This is an optimization exercise on Yosys and OpenROAD, whose aim is small area, a short achievable clock period and few clock cycles, not a production implementation.
The RTL was checked by simulation tests, not by an equivalence proof against the original design.

==> flow/design.v <==
module  CONV(
	input			clk,
	input			rst_n,
	input 			mode,
	input       	in_valid,
	output  		out_valid,
	output 	[13:0] 	AWADDR,
	output	[7:0] 	AWLEN,
	output 			AWVALID,
	input 			AWREADY,
	output 	[31:0] 	WDATA,
	output 			WVALID,
	input 			WREADY,
	output 	[13:0] 	ARADDR,
	output 	[7:0] 	ARLEN,
	output 			ARVALID,
	input 			ARREADY,
	input	[31:0] 	RDATA,
	input 			RVALID,
	output 			RREADY
);
localparam 	[31:0]	bias = 32'h00001310;
integer i;
reg	[31:0]	mem_r [260:0], mem_w [260:0];
reg	[31:0]	buff_r [15:0], buff_w [15:0];
reg	[31:0]	pool_r	[31:0], pool_w [31:0];
reg	[12:0]	mem_cnt_r, mem_cnt_w;
reg	[12:0]	buff_push_cnt_r, buff_push_cnt_w;
reg	[12:0]	buff_pop_cnt_r, buff_pop_cnt_w;
reg	[4:0]	buff_pnt_r, buff_pnt_w;
reg	[10:0]	pool_shift_cnt_r, pool_shift_cnt_w;
reg	[10:0]	pool_cyc_cnt_r, pool_cyc_cnt_w;
reg	[3:0]	ar_addr_r, ar_addr_w;
reg	[4:0]	aw_addr0_r, aw_addr0_w;
reg	[4:0]	aw_addr1_r, aw_addr1_w;
reg	ar_valid_r, ar_valid_w;
reg	aw_valid_r, aw_valid_w;
reg	w_switch_w, w_switch_r;
reg	aw_switch_w, aw_switch_r;
reg	mode_w, mode_r;
reg	[31:0]	prods_w	[8:0], prods_r	[8:0];
reg	[12:0]	prods_cnt_w, prods_cnt_r;
reg	prods_valid_r, prods_valid_w;
wire	prods_left_in;
wire	prods_right_in;
wire	r_success;
wire	w_success;
wire	mem_shift;
wire	[31:0]	mem_out;
wire	[31:0]	buff_in;
wire	[31:0]	buff_out;
wire	buff_push;
wire	buff_pop;
wire	buff_full;
wire	buff_empty;
wire	buff_error;
wire	[31:0]	pool_in;
wire	[31:0]	pool_out;
wire	pool_cyc;
wire	pool_shift;
wire	is_at_buff;
wire	prods_calc;
wire	prods_valid;
wire	prods_devalid;
assign	ARLEN = 8'b11111111;
assign	ARADDR = {2'b0, ar_addr_r, 8'b0};
assign	ARVALID = ar_valid_r;
assign	AWLEN = (aw_switch_r == 1'b0) ? 7'b1111111 : 5'b11111;
assign	AWADDR = (aw_switch_r == 1'b0) ? {2'b01, aw_addr0_r, 7'b0} : {4'b1000, aw_addr1_r, 5'b0};
assign	AWVALID = aw_valid_r;
assign	RREADY = !buff_full; 
assign	WDATA = (w_switch_r == 1'b0) ? buff_out : pool_out;
assign	WVALID = w_switch_r ? 1'b1 : !buff_empty;
assign	r_success = RVALID & RREADY;
assign	w_success = WVALID & WREADY;
assign	out_valid = pool_shift_cnt_r[10];
assign	is_at_buff = mode_r ? (mem_cnt_r >= 131) : (mem_cnt_r >= 66);
assign	mem_shift = prods_valid && !buff_full;
assign	mem_out = (mem_r[0][31]) ? 32'b0 : mem_r[0];
assign	buff_in = mem_out;
assign	buff_out = (buff_empty) ? 32'b0 : buff_r[buff_pnt_r];
assign	buff_push = mem_shift && is_at_buff;
assign	buff_pop = w_success && !w_switch_r;
assign	buff_full = (buff_pnt_r == 5'b00000);
assign	buff_empty = (buff_pnt_r == 5'b10000);
assign	buff_error = (buff_empty && buff_pop) || (buff_full && !buff_pop && buff_push);
assign	pool_in = buff_out;
assign	pool_out = pool_r[0];
assign	pool_cyc = is_at_buff && (w_switch_r ? 1'b0 : buff_pop);
assign	pool_shift = w_success && w_switch_r;
assign	prods_left_in = mode_r ? ((prods_cnt_r[5:0] != 6'b0) && (prods_cnt_r[5:0] != 6'h01)) : (prods_cnt_r[5:0] != 6'b0);
assign	prods_right_in = mode_r ? ((prods_cnt_r[5:0] != 6'h3f) && (prods_cnt_r[5:0] != 6'h3e)) : (prods_cnt_r[5:0] != 6'h3f);
assign	prods_calc = r_success || (prods_cnt_r[12] && !buff_pop_cnt_r[12] && !buff_full);
assign	prods_valid = prods_valid_r;
assign	prods_devalid = mem_shift;
always@(*) begin
	if(w_switch_r == 1'b0 && buff_pop_cnt_r[6:0] == 7'h7f && w_success) w_switch_w = 1'b1;
	else if(w_switch_r == 1'b1 && pool_shift_cnt_r[4:0] == 5'h1f && w_success) w_switch_w = 1'b0;
	else w_switch_w = w_switch_r;
end
always@(*) begin
	if(ARVALID && ARREADY && (ar_addr_r == 4'b1111)) ar_valid_w = 1'b0;
	else ar_valid_w = ar_valid_r;
end
always@(*) begin
	if(ARVALID && ARREADY) ar_addr_w = ar_addr_r + 1;
	else ar_addr_w = ar_addr_r;
end
always@(*) begin
	if(AWVALID && AWREADY && aw_switch_r == 1'b1 && (aw_addr1_r == 5'h1f)) aw_valid_w = 1'b0;
	else aw_valid_w = aw_valid_r;
end
always@(*) begin
	if(AWVALID && AWREADY) aw_switch_w = !aw_switch_r;
	else aw_switch_w = aw_switch_r;
end
always@(*) begin
	if(AWREADY && AWVALID && aw_switch_r == 1'b0) aw_addr0_w = aw_addr0_r+1;
	else aw_addr0_w = aw_addr0_r;
end
always@(*) begin
	if(AWREADY && AWVALID && aw_switch_r == 1'b1) aw_addr1_w = aw_addr1_r+1;
	else aw_addr1_w = aw_addr1_r;
end
always@(*) begin
	if(in_valid) mode_w = mode;
	else mode_w = mode_r;
end
always@(*) begin
	if(prods_calc) begin
		prods_w[8] = (prods_right_in && !prods_cnt_r[12]) ? RDATA[23:16] * {20'hfffff, 20'hABC2E} : 32'b0;
		prods_w[7] = (!prods_cnt_r[12]) ? RDATA[23:16] * {20'hfffff, 20'hB52E2} : 32'b0;
		prods_w[6] = (prods_left_in && !prods_cnt_r[12]) ? RDATA[23:16] * {20'hfffff, 20'hAF5C4} : 32'b0;
		prods_w[5] = (prods_right_in && !prods_cnt_r[12]) ? RDATA[23:16] * {20'hfffff, 20'hE5518} : 32'b0;
		prods_w[4] = (!prods_cnt_r[12]) ? RDATA[23:16] * {20'h00000, 20'h71650} : 32'b0;
		prods_w[3] = (prods_left_in && !prods_cnt_r[12]) ? RDATA[23:16] * {20'hfffff, 20'hA938B} : 32'b0;
		prods_w[2] = (prods_right_in && !prods_cnt_r[12]) ? RDATA[23:16] * {20'h00000, 20'h5251F} : 32'b0;
		prods_w[1] = (!prods_cnt_r[12]) ? RDATA[23:16] * {20'h00000, 20'h7DFC0} : 32'b0;
		prods_w[0] = (prods_left_in && !prods_cnt_r[12]) ? RDATA[23:16] * {20'hfffff, 20'hEB885} : 32'b0;
	end else begin
		for(i=0;i<9;i=i+1) prods_w[i] = prods_r[i];
	end
end
always@(*) begin
	if(prods_calc) prods_cnt_w = prods_cnt_r + 1;
	else prods_cnt_w = prods_cnt_r;
end
always@(*) begin
	if((prods_calc && prods_valid && !prods_devalid) || !prods_calc && !prods_valid && prods_devalid) prods_valid_w = prods_valid_r;
	else prods_valid_w = prods_valid_r + prods_calc + prods_devalid;
end
always@(*) begin
	if(mem_shift) begin
		if(mode_r == 1'b0) begin
			mem_w[0] = mem_r[1] + bias + prods_r[0];
			mem_w[1] = mem_r[2] + prods_r[1];
			mem_w[2] = mem_r[3] + prods_r[2];
			for(i=3;i<64;i=i+1) mem_w[i] = mem_r[i+1];
			mem_w[64] = mem_r[65] + prods_r[3];
			mem_w[65] = mem_r[66] + prods_r[4];
			mem_w[66] = mem_r[67] + prods_r[5];
			for(i=67;i<128;i=i+1) mem_w[i] = mem_r[i+1];
			mem_w[128] = mem_r[129] + prods_r[6];
			mem_w[129] = mem_r[130] + prods_r[7];
			mem_w[130] = prods_r[8];
			for(i=131;i<261;i=i+1) mem_w[i] = mem_r[i];
		end else begin
			mem_w[0] = mem_r[1] + bias + prods_r[0];
			mem_w[1] = mem_r[2];
			mem_w[2] = mem_r[3] +prods_r[1];
			mem_w[3] = mem_r[4];
			mem_w[4] = mem_r[5] + prods_r[2];
			for(i=5;i<128;i=i+1) mem_w[i] = mem_r[i+1];
			mem_w[128] = mem_r[129] + prods_r[3];
			mem_w[129] = mem_r[130];
			mem_w[130] = mem_r[131] + prods_r[4];
			mem_w[131] = mem_r[132];
			mem_w[132] = mem_r[133] + prods_r[5];
			for(i=133;i<256;i=i+1) mem_w[i] = mem_r[i+1];
			mem_w[256] = mem_r[257] + prods_r[6];
			mem_w[257] = mem_r[258];
			mem_w[258] = mem_r[259] + prods_r[7];
			mem_w[259] = mem_r[260];
			mem_w[260] = prods_r[8];
		end
	end else begin
		for(i=0;i<261;i=i+1) mem_w[i] = mem_r[i];
	end
end
always@(*) begin
	if(mem_shift) mem_cnt_w = mem_cnt_r+1;
	else mem_cnt_w = mem_cnt_r;
end
always@(*) begin
	if(buff_push) buff_push_cnt_w = buff_push_cnt_r+1;
	else buff_push_cnt_w = buff_push_cnt_r;
end
always@(*) begin
	if(buff_pop) buff_pop_cnt_w = buff_pop_cnt_r+1;
	else buff_pop_cnt_w = buff_pop_cnt_r;
end
always@(*) begin
	if((buff_empty && buff_pop) || (buff_full && !buff_pop && buff_push)) begin
		buff_pnt_w = buff_pnt_r;
	end else begin
		buff_pnt_w = buff_pnt_r - buff_push + buff_pop;
	end
end
always@(*) begin
	if(buff_push) begin
		buff_w[15] = buff_in;
		for(i=0;i<15;i=i+1) buff_w[i] = buff_r[i+1];
	end else begin
		for(i=0;i<16;i=i+1) buff_w[i] = buff_r[i];
	end
end
always@(*) begin
	if(pool_shift) pool_shift_cnt_w = pool_shift_cnt_r+1;
	else pool_shift_cnt_w = pool_shift_cnt_r;
end
always@(*) begin
	if(pool_cyc) pool_cyc_cnt_w = pool_cyc_cnt_r+1;
	else pool_cyc_cnt_w = pool_cyc_cnt_r;
end
always@(*) begin
	if(pool_shift) begin
		for(i=0;i<31;i=i+1) pool_w[i] = pool_r[i+1];
		pool_w[31] = 32'b0;	
	end else begin
		if(pool_cyc) begin
			if(!pool_cyc_cnt_r[0]) begin
				pool_w[31] = (pool_r[0] > pool_in) ? pool_r[0] : pool_in;
				for(i=0;i<31;i=i+1) pool_w[i] = pool_r[i+1];
			end else begin
				pool_w[31] = (pool_r[31] > pool_in) ? pool_r[31] : pool_in;
				for(i=0;i<31;i=i+1) pool_w[i] = pool_r[i];
			end
		end else begin
			for(i=0;i<32;i=i+1) pool_w[i] = pool_r[i];
		end
	end
end
always@(posedge clk or negedge rst_n) begin
	if(~rst_n) begin
		ar_addr_r <= 4'b0;
		ar_valid_r <= 1'b1;
		for(i=0;i<261;i=i+1)
			mem_r[i] <= 32'b0;
		for(i=0;i<16;i=i+1)
			buff_r[i] <= 32'b0;
		for(i=0;i<32;i=i+1)
			pool_r[i] <= 32'b0;
		for(i=0;i<9;i=i+1)
			prods_r[i] <= 32'b0;
		prods_cnt_r <= 13'b0;
		prods_valid_r <= 1'b0;
		mem_cnt_r <= 13'b0;
		buff_push_cnt_r <= 5'b0;
		buff_pop_cnt_r <= 5'b0;
		buff_pnt_r <= 5'b10000;
		pool_shift_cnt_r <= 5'b0;
		pool_cyc_cnt_r <= 5'b0;
		aw_addr0_r <= 5'b0;
		aw_addr1_r <= 5'b0;
		aw_valid_r <= 1'b1;
		w_switch_r <= 1'b0;
		mode_r <= 1'b0;
		aw_switch_r <= 1'b0;
	end else begin
		ar_addr_r <= ar_addr_w;
		ar_valid_r <= ar_valid_w;
		for(i=0;i<261;i=i+1)
			mem_r[i] <= mem_w[i];
		for(i=0;i<16;i=i+1)
			buff_r[i] <= buff_w[i];
		for(i=0;i<32;i=i+1)
			pool_r[i] <= pool_w[i];
		for(i=0;i<9;i=i+1)
			prods_r[i] <= prods_w[i];
		prods_cnt_r <= prods_cnt_w;
		prods_valid_r <= prods_valid_w;
		mem_cnt_r <= mem_cnt_w;
		buff_push_cnt_r <= buff_push_cnt_w;
		buff_pop_cnt_r <= buff_pop_cnt_w;
		buff_pnt_r <= buff_pnt_w;
		pool_shift_cnt_r <= pool_shift_cnt_w;
		pool_cyc_cnt_r <= pool_cyc_cnt_w;
		aw_addr0_r <= aw_addr0_w;
		aw_addr1_r <= aw_addr1_w;
		aw_valid_r <= aw_valid_w;
		w_switch_r <= w_switch_w;
		mode_r <= mode_w;
		aw_switch_r <= aw_switch_w;
	end
end
endmodule
==> flow/run.sh <==
#!/bin/bash
# synth_recipe.tcl (not shown) runs the flow's synth.tcl, then flattens the netlist and writes it again
# the make line also repeats each setting of config.mk as NAME=value (left out here)
make -C /OpenROAD-flow-scripts/flow DESIGN_CONFIG=/design/flow/config.mk WORK_HOME=/design/flow/orfs CLKGATE_MAP_FILE= SYNTH_SCRIPT=/design/flow/synth_recipe.tcl finish
==> flow/config.mk <==
export PLATFORM = sky130hd
export DESIGN_NAME = CONV
export DESIGN_NICKNAME = CONV
export VERILOG_FILES = /design/flow/design.v
export SDC_FILE = /design/flow/constraint.sdc
export NUM_CORES = 8
export LEC_CHECK = 0
export CAP_MARGIN = 20
export CORE_MARGIN = 2
export CORE_UTILIZATION = 40
export SLEW_MARGIN = 20
==> flow/constraint.sdc <==
create_clock -name core_clock -period 8.5 [get_ports {clk}]
set_input_delay 1.7000 -clock core_clock [delete_from_list [all_inputs] [get_ports {clk}]]
set_output_delay 1.7000 -clock core_clock [all_outputs]
set_load 0.01 [all_outputs]
==> images/ff_map.png <==
Scale bar: 200 µm.
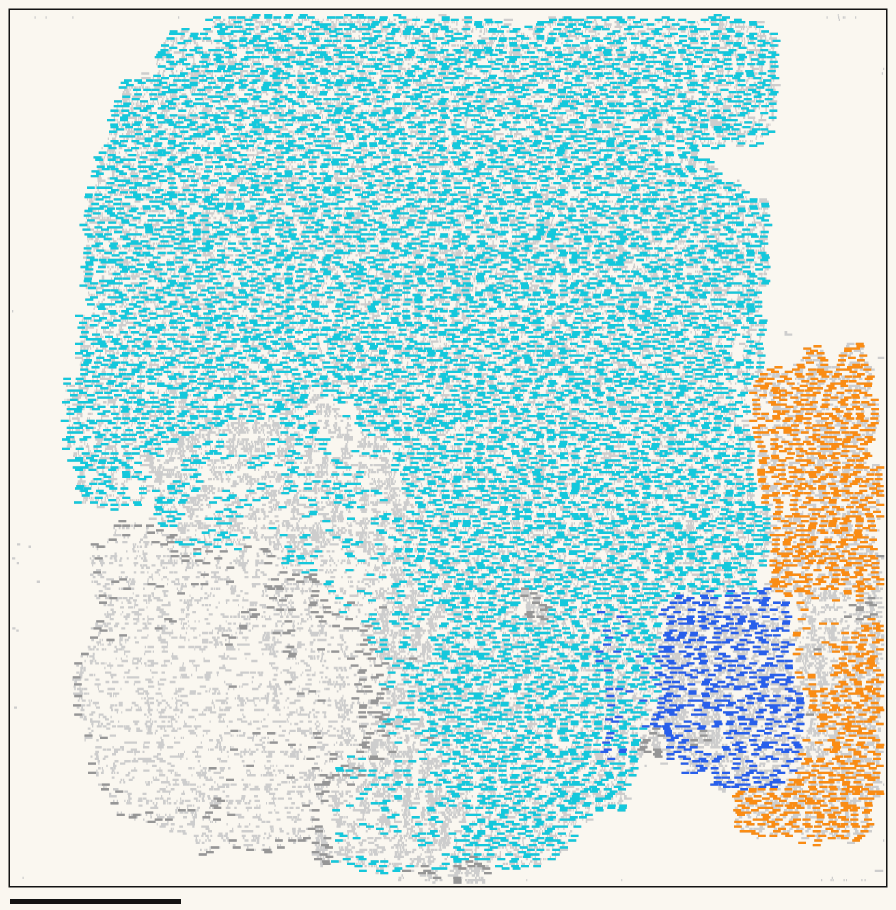
- blue: buff_r (placed flops 496; where south-east)
- cyan: mem_r (placed flops 8220)
- orange: pool_r (placed flops 1024)
Seq. cell area: 0.252 mm²
fraction of area in registers: 0.540

==> flow_summary.yaml <==
synthesis:
  synth.area.top_cells: "dfrtp_1 (61%), nand2_1 (22%), mux2_2 (3.9%)"
  ys_warn_count: 9
  synthSimpleGateAreaFrac: 0.236
  synth.top_cells.by_count: "nand2_1 (24.3k), dfrtp_1 (10.1k), clkbuf_1 (1790)"
  syn_inst: 44100
  synth-adder-area-share: 0.0360
  synth-edff-count: 0
  synth_area_per_cell_um2: 9.40
  synth_top_cell_area_share: 0.607
  synth-compound-area-share: 0.0370
  yosys_register_bits: 10100
  async_reset_ff_frac: 1.00
  ys_seq_area_frac: 0.607
cells_and_area:
  inv_count: 618
  fill_cells: 98100
  final_common_cell: "nand2_1"
  nets: 44700
  multi_input_area_mm2: 0.151
  fin_area_mm2: 0.466
  diodes: 11
  multi_input_area_share: 0.324
  drive_above_1_share: 0.0876
timing:
  clock_skew_ns: 0.0692
  hold_viol_final: 0
  fmax_mhz: 144
  final.hold.worst_slack_ns: 0.427
  min_period_over_period: 0.819
  tightest_slew_ns: 1.18
  min_period_ns: 6.96
clocking:
  tritoncts: "built"
  clock_path_buffers: 5
  hold_buffers: 0
  insertion_delay_ns: 1.21
  clkTransAtPathRegs_ns: 0.06
  cts-root-buf: "clkbuf_16"
critical_path:
  critPathMaxFanout: 19
  r2r_end: "pool_r[31][4]"
  rr_startpoint: "buff_pnt_r[3]"
  r2r_setup_slack_ns: 2.14
  max_stage_delay_ns: 0.67
  crit_arrival_ns: 5.26
  start_kind: "register"
  path_buf_inv: 3
  endpoint: "WDATA[29]"
  reg2reg_depth: 21
route:
  vias: 283000
  wl_met3_mm: 36.6
  highest_layer: "met5"
  drc_errors: 0
  wl_met1_mm: 482
  met2_length_mm: 436
  wire_per_inst_um: 16.9
power_and_ir_drop:
  p_int_mw: 94.2
  pg_clk_mw: 48.6
  ir_worst_vdd_v: 0.000239
  p_clk_frac: 0.344
  combPwrFrac: 0.236
floorplanning:
  dieWidth_mm: 1.02
  tap_cells: 13700
  start_util: 0.402
  die_h_mm: 1.02
  die-area_mm2: 1.04
  rows: 373
place:
  placedInstanceArea_mm2: 0.429
  io_buffer_count: 67
  dp_worst_setup_slack_ns: 0.289
global_routing:
  grtUsageTotal: 0.186
  grt_pass1_wl_mm: 1610
  top_usage_layer: "met2"
  grt_max_degree: 264
worst_hold_path:
  holdCritPathClass: "input port to async pin"
outcome:
  status: "no timing/DRC/antenna violations"
Testbench counts, summed over its fixed seeds: cycles 83,576.
==> images/placed.png <==
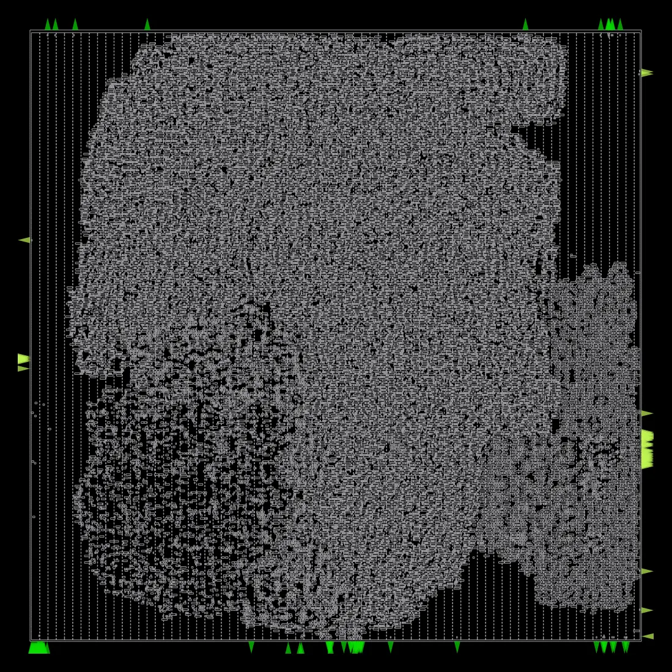
Seq Cell Count: 10.1k
final std cells w/o fill: 58.2k

[afterwards: timing with drivers on the ports]
In the flow no input, the clock included, has a driving cell. The finished layout below was timed again as built, in two steps.
Step 1 sets driving cells, clkbuf_16 on the clock port and buf_2 on the other inputs (assumed; they add their load-dependent delay and slew).
Step 2 times the ports against the registers' clock, not the clock port: input delays grow and output delays shrink by t, the midpoint of the rising clock arrivals with the driver on.
Slacks: ideal ports / drivers / drivers and shift; pairs: ideal ports / drivers.
shift t [ns]: 1.321
slack for setup (ns): 1.541 / 1.397 / 0.305
worst register clock-pin slew, ns: 0.07 / 0.07
worst slew at a driven data input, ns: 0.18
cell pins on the clock port's net: 1
After both steps setup and hold are still met in this run. For this run, drivers alone change the setup slack by -0.144 ns; drivers and shift together by -1.236 ns.
